Context: an optimization exercise on an open-source flow, tuned for small area, a short achievable clock period and few clock cycles. The choices shown serve that exercise and are no tape-out recipe.
The RTL was checked by simulation tests, not by an equivalence proof against the original design.

$ cat flow/run.sh
#!/bin/bash
# synth_recipe.tcl (not shown) runs the flow's synth.tcl, then flattens the netlist and writes it again
# the make line also repeats each setting of config.mk as NAME=value (left out here)
make -C /OpenROAD-flow-scripts/flow DESIGN_CONFIG=/design/flow/config.mk WORK_HOME=/design/flow/orfs CLKGATE_MAP_FILE= SYNTH_SCRIPT=/design/flow/synth_recipe.tcl finish
$ cat flow/config.mk
export PLATFORM = sky130hd
export DESIGN_NAME = matrix_mult
export DESIGN_NICKNAME = matrix_mult
export VERILOG_FILES = /design/flow/design.v
export SDC_FILE = /design/flow/constraint.sdc
export NUM_CORES = 8
export LEC_CHECK = 0
export CAP_MARGIN = 20
export CORE_MARGIN = 2
export CORE_UTILIZATION = 40
export SLEW_MARGIN = 20
$ cat flow/constraint.sdc
create_clock -name core_clock -period 7.0 [get_ports {HCLK}]
set_input_delay 1.4000 -clock core_clock [delete_from_list [all_inputs] [get_ports {HCLK}]]
set_output_delay 1.4000 -clock core_clock [all_outputs]
set_load 0.01 [all_outputs]
$ cat flow/design.v
module matrix_mult_pe(
    input wire HCLK,
    input wire reset,
    input wire work,
    input wire [7:0] A_data,
    input wire [7:0] B_data,
    output reg [15:0] result
);
always @(posedge HCLK) begin
    if(reset) begin
        result <= 32'h0000;
    end
    else begin
        if(work) begin
            result <= result + A_data * B_data;
        end
    end
end
endmodule
module matrix_mult_process(
    input wire HCLK,
    input wire HRESETn,
    input wire start,
    input wire [1:0] reuse,
    input wire [8*64-1:0] A_data ,
    input wire [8*64-1:0] B_data ,
    output wire [16*64-1:0] result,
    output reg done
);
integer  i;
reg[1:0] state;
reg[3:0] counter;
reg work;
reg reset;
reg [7:0] A_tmp[0:7];
reg [7:0] B_tmp[0:7]; 
wire [15:0] result_tmp[0:63];
wire [7:0] A_in[0:63];
wire [7:0] B_in[0:63];
reg [15:0] result_in[0:63];
genvar j;
for(j=0;j<64;j=j+1) begin
    matrix_mult_pe pe_assem(
    .HCLK(HCLK),
    .reset(reset),
    .work(work),
    .A_data(A_tmp[j/8]),
    .B_data(B_tmp[j%8]),
    .result(result_tmp[j])
    );
end
for(j=0;j<64;j=j+1) begin
    assign A_in[j] = A_data[8*j+7:8*j];
    assign B_in[j] = B_data[8*j+7:8*j];
    assign result[16*j+15:16*j] = result_in[j];
end
localparam idle = 2'b00, set = 2'b01, calc = 2'b10, calc_done = 2'b11 ;
localparam count_min = 4'b0000,count_max = 4'b1000;
always @(posedge HCLK or negedge HRESETn) begin
    if(!HRESETn) begin
        state <= idle;
        counter <= count_min;
        work <= 1'b0;
        reset <= 1'b0;
    end
    else begin
        case(state)
            idle: begin
                done <= 1'b0;
                if(start == 1'b1) begin
                    state <= set;
                    reset <= 1'b1;
                    work <= 1'b0;
                    counter <= count_min;
                end
                else begin
                    work <= 1'b0;
                    reset <= 1'b0;
                end
            end
            set: begin
                reset <= 1'b0;
                work  <= 1'b1;
                counter <= counter + 1;
                if(counter == count_max) begin
                    state <= calc;
                    counter<= count_min;
                    work <=1'b1;
                end
                else if(reuse) begin
                end
                else begin
                    for(i=0;i<8;i=i+1)begin
                        A_tmp[i] <= A_in[8*i + counter];
                        B_tmp[i] <= B_in[i + 8*counter];
                    end
                end
            end
            calc: begin
                done <=1'b1;
                state <= calc_done;
                for(i=0;i<64;i=i+1)begin
                    result_in[i] <= result_tmp[i];
                end
            end
            calc_done: begin
                done <= 1'b0;
                state <= idle;
            end
            default: begin
                state <= idle;
            end
        endcase
    end
end
endmodule
module matrix_mult(
			input wire HSEL,
			input wire HCLK,
			input wire HRESETn,
			input wire HREADY,
			input wire [31:0] HADDR,
			input wire [1:0] HTRANS,
			input wire HWRITE,
			input wire [2:0] HSIZE,
			input wire [31:0] HWDATA,
			output reg HREADYOUT,
			output reg [31:0] HRDATA
);
reg rHSEL;
reg [31:0] rHADDR;
reg [1:0] rHTRANS;
reg rHWRITE;
reg [2:0] rHSIZE;
reg [1:0] state;
reg [7:0] A_data [0:63];
reg [7:0] B_data [0:63];
reg [15:0] result [0:63];
reg pe_start;
wire pe_done;
wire [8*64-1:0] pe_A_data;
wire [8*64-1:0] pe_B_data;
wire [16*64-1:0] pe_result;
wire [15:0] result_vec [0:63];
genvar  j;
for(j = 0; j <64;j = j+1) begin
    assign pe_A_data[8*j+7:8*j] = A_data[j][7:0];
    assign pe_B_data[8*j+7:8*j] = B_data[j][7:0];
    assign result_vec[j] = pe_result[16*j+15:16*j];
end
matrix_mult_process mult_processor(
    .HCLK(HCLK),
    .HRESETn(HRESETn),
    .start(pe_start),
    .reuse(2'b00),
    .A_data(pe_A_data),
    .B_data(pe_B_data),
    .result(pe_result),
    .done(pe_done)
    );
localparam idle = 2'b00, calc = 2'b01, done = 2'b10;
integer i;
always @(posedge HCLK or negedge HRESETn)
begin
	if(!HRESETn) begin
		rHSEL	<= 1'b0;
		rHADDR	<= 32'h0;
		rHTRANS	<= 2'b00;
		rHWRITE	<= 1'b0;
		rHSIZE	<= 3'b000;
        HREADYOUT <= 1'b1;
        pe_start <= 1'b0;
        state <= idle;
	end
    else if (state == calc) begin
        HREADYOUT <= 1'b0;
        pe_start <=1'b1;
        if(pe_done) begin
            state <= done;
            pe_start <=1'b0;
            for(i=0;i<64;i=i+1) begin
                result[i] <= {16'h0000,result_vec[i]};
            end
        end
        else begin
            state <= calc;
        end
    end
    else if (state == done) begin
        HREADYOUT <= 1'b1;
        state <= idle;
        HRDATA <= 32'h00000001;
    end
    else if(HREADY) begin
        rHSEL   <= HSEL;
		rHADDR	<= HADDR;
		rHTRANS	<= HTRANS;
		rHWRITE	<= HWRITE;
		rHSIZE	<= HSIZE;
        if(HSEL & !HWRITE) begin
            if (HADDR[9:8] == 2'b11) begin
                HREADYOUT <= 1'b0;
                state <= calc;
            end
            else if(HADDR[9:8] == 2'b10) begin
                HRDATA <=result[HADDR[7:2]];
                HREADYOUT <= 1'b1;
            end
        end
        else begin
            HREADYOUT <= 1'b1;
        end
    end
end
always @(posedge HCLK)
begin
    if(rHSEL & rHWRITE & rHTRANS[1]) begin
        if(rHADDR[9:8] == 2'b00 & state == idle) begin
            A_data[rHADDR[7:2]] <= HWDATA;
        end 
        else if(rHADDR[9:8] == 2'b01 & state == idle)  begin
            B_data[rHADDR[7:2]] <= HWDATA;
        end
    end
end
endmodule
Routed clock nets over the placement:
Scale bar: 200 um.
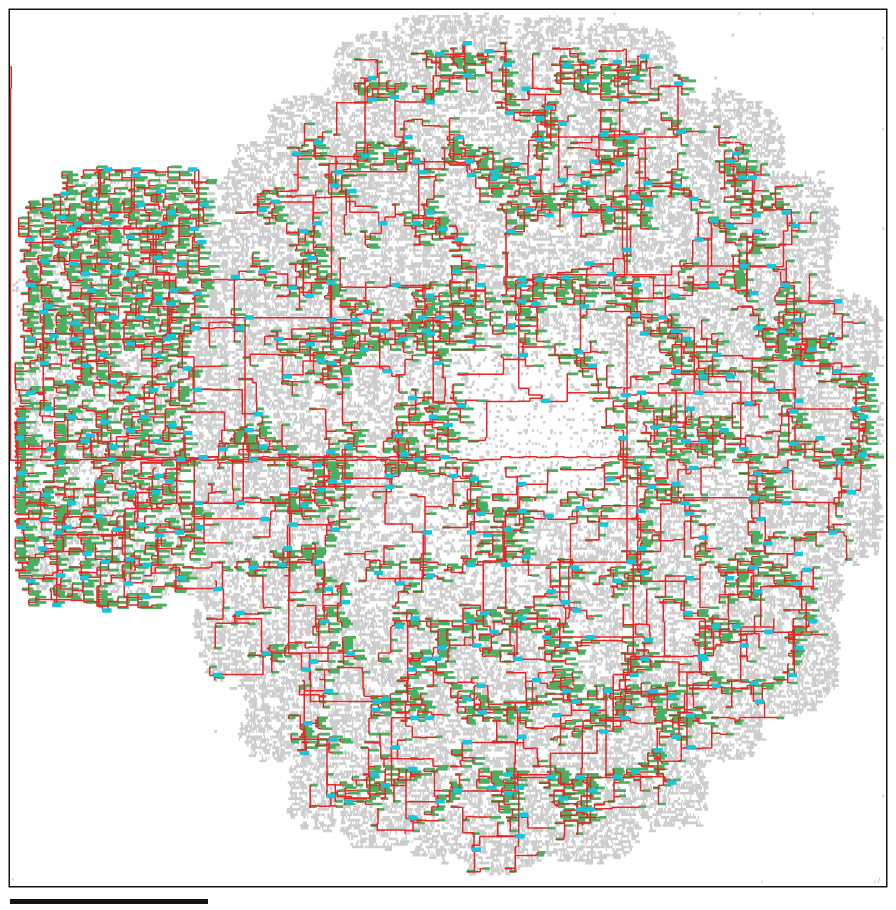
Key: red = clock wires [length 59.7 mm]; green = flip-flops [count 4264]; cyan = clock-net drivers [count 468]
There are 469 routed clock nets.
clk_skew: 98.8 ps
Worst-Skew Late Latency: 1160 ps

Routing view:
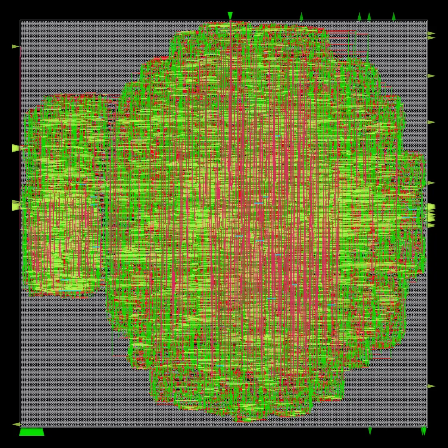
Metal-1 WL: 449 mm
routed wl met3: 134 mm

Placement density heat map:
Scale bar: 200 um. The die is cut into 22 by 22 equal tiles; dark purple is low, yellow is high, 0 to 100% covered.
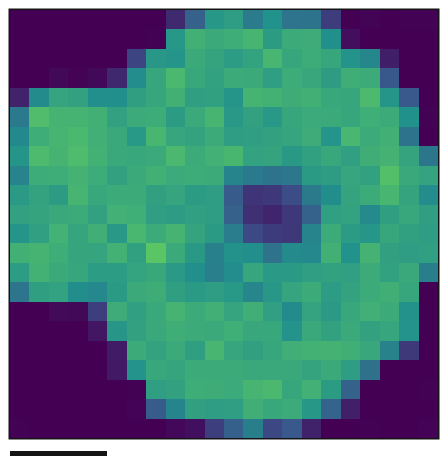
The emptiest ninth of the die: lower left. The fullest tile reaches 73%. The mean over all tiles is 42%. 21% of the tiles are nearly empty.

-- through the flow --
step                utilization [%]
finish                         44.2
global route                   44.1
CTS                            44.1
detailed placement             42.0
global placement               42.0
floorplan                         -
-- metal layers --
metal | part of all wire [%] | global-route usage (%) | wire (um) | up-vias
met5 | 0.024 | 0.0424 | 280 | -
met4 | 8.7 | 20.0 | 101000 | 40
met3 | 11 | 7.49 | 134000 | 2603
met2 | 41 | 42.6 | 485000 | 12200
met1 | 38 | 38.8 | 449000 | 115000
li1 | - | - | - | 95300
-- cell usage in the layout, fill, tap and decap left out, types with 106 or more instances in the layout --
| master | instances |
|---|---|
| inv_1 | 6149 |
| xor2_1 | 188 |
| a211oi_1 | 253 |
| nand3_1 | 302 |
| edfxtp_1 | 3217 |
| nor2b_1 | 150 |
| buf_12 | 183 |
| o31ai_1 | 126 |
| a21oi_1 | 660 |
| nand4_1 | 128 |
| o21bai_1 | 140 |
| o21ai_0 | 394 |
| or3_1 | 141 |
| mux2_2 | 106 |
| fa_1 | 3200 |
| nand2_1 | 2689 |
| and2_1 | 2123 |
| buf_4 | 525 |
| diode_2 | 124 |
| a222oi_1 | 122 |
| a21o_1 | 157 |
| mux2i_1 | 643 |
| a22oi_1 | 751 |
| clkbuf_16 | 470 |
| nor3_1 | 367 |
| dfxtp_1 | 1024 |
| xnor2_1 | 351 |
| ha_1 | 2246 |
| nor2_1 | 1428 |
-- cell families (layout without fill, tap and decap cells) --
logic type | count (synthesis) | after routing | share of synthesized area [%]
simple gates | 7797 | 7797 | 12.1
buf+inv | 7657 | 7794 | 9.32
fa+ha+maj | 5452 | 5452 | 29.6
flops | 4264 | 4264 | 37.8
compound gates | 3243 | 3243 | 7.16
mux | 749 | 749 | 2.45
xor+xnor | 539 | 539 | 1.52
other cells | 1 | 140 | 0.00120
-- worst reg2reg max path, delay by kind of cell, from the launching register on --
family,cells,cell delay [ps]
xor+xnor,1,190
fa+ha+maj,5,2340
simple gates,2,420
flops,1,980
buf+inv,5,1060
compound gates,5,1020
-- sequential cells by signal (all words and copies together) (netlist names), 2 cells and up --
register,cells
rHADDR,8
HRDATA,16
state,2
mult_processor.state,2
mult_processor.B_tmp,64
mult_processor.counter,4
mult_processor.genblk1.pe_assem.result,1024
mult_processor.A_tmp,64
result,1024
mult_processor.result_in,1024
A_data,512
B_data,512
==> results_dict.tcl <==
set metrics [dict create \
    tightest_slew_ps 1290 \
    dpl_cell_area_um2 327000 \
    path_depth 18 \
    finalCritPeriodShare_pct 87.6 \
    relSlewSlack_pct 13.5 \
    min_to "result[40][0]$_DFFE_PP_" \
    hold_path_depth 0 \
    seq_cells 4264 \
    routed_wl_mm 1170 \
    synth_edf_count 3217 \
    post-place-ws_ps 808 \
    rsz0062_at_grt "false" \
    dieArea_um2 785000 \
    first_pass_iters 10 \
    multi_input_cells 17800 \
    dp_hpwl_mm 857 \
    seq_area_share_pct 34.3 \
    cp-start-kind "flop" \
    r2r_slack_ps 870 \
    vias 225000 \
    root_buffer "clkbuf_16" \
    hold_violations 0 \
    postSynthCellCount 29700 \
    synth-seq-area-share_pct 37.8 \
    fmax_mhz 163 \
    crit_path_end_kind "flop" \
    avgSynthCellArea_um2 10.5 \
    yosys-top-cells-count "inv_1 (6150), edfxtp_1 (3217), fa_1 (3200)" \
    critPathMaxFanout 26 \
    reg2reg_from "mult_processor.A_tmp[6][5]$_DFFE_PP_" \
    netlist_top_cells_area "edfxtp_1 (31%), fa_1 (21%), ha_1 (9.0%)" \
    final_cell_area_um2 343000 \
    grt_pass1_vias 219000 \
    num-clock-buffers 569 \
    overflow 0 \
    finalNonFillerCells 40200 \
    drc 0 \
    cp_slowest_stage_delay_ps 980 \
    ant_nets 0 \
    synth_most_common_cell "inv_1" \
    grt_pass1_wl_mm 1650 \
    post_cts_buffers 0 \
    netlist_area_um2 311000 \
    r2r_cells 18 \
    outcome "complete, no violations" \
    routabilityCongestion 1.08 \
    worstSetupEndpoint "mult_processor.genblk1[52].pe_assem.result[15]$_SDFFE_PP0P_" \
    crit_slowest_cell "edfxtp_1" \
    cts_hold_buf 0 \
    grt_usage_pct 29.4 \
    htreeDepth 5 \
    top_area_cell_class "multi-input gates" \
    wl_per_cell_um 29.1 \
    tns_ps 0 \
    cts_buffer_depth 4 \
    synth_area_leader_cell "edfxtp_1" \
    nets 35000 \
]
Testbench counts, summed over its fixed seeds: cycles 8,344.

afterwards: timing with drivers on the ports:
In the flow no input, the clock included, has a driving cell. The finished layout below was timed again as built, in two steps.
Step 1: set_driving_cell puts a clkbuf_16 on HCLK and a buf_2 on each other input, an assumption about the parent block.
Step 2 adds t to the input delays and takes it off the output delays; t is the mean of the earliest and latest rising clock arrival at the registers after step 1. Input paths then give back, and output paths get back, about the clock's delay inside the block.
a / b / c = no drivers / after step 1 / after step 2; a / b = the first two.
t, ns: 1.252
setup slack, ns: 0.869 / 0.869 / 0.409
latest minus earliest clock arrival (ns): 0.107 / 0.107
pins driven straight from the clock port: 1
After both steps setup and hold are still met in this run. For this run, drivers alone change the setup slack by 0.000 ns; drivers and shift together by -0.460 ns.
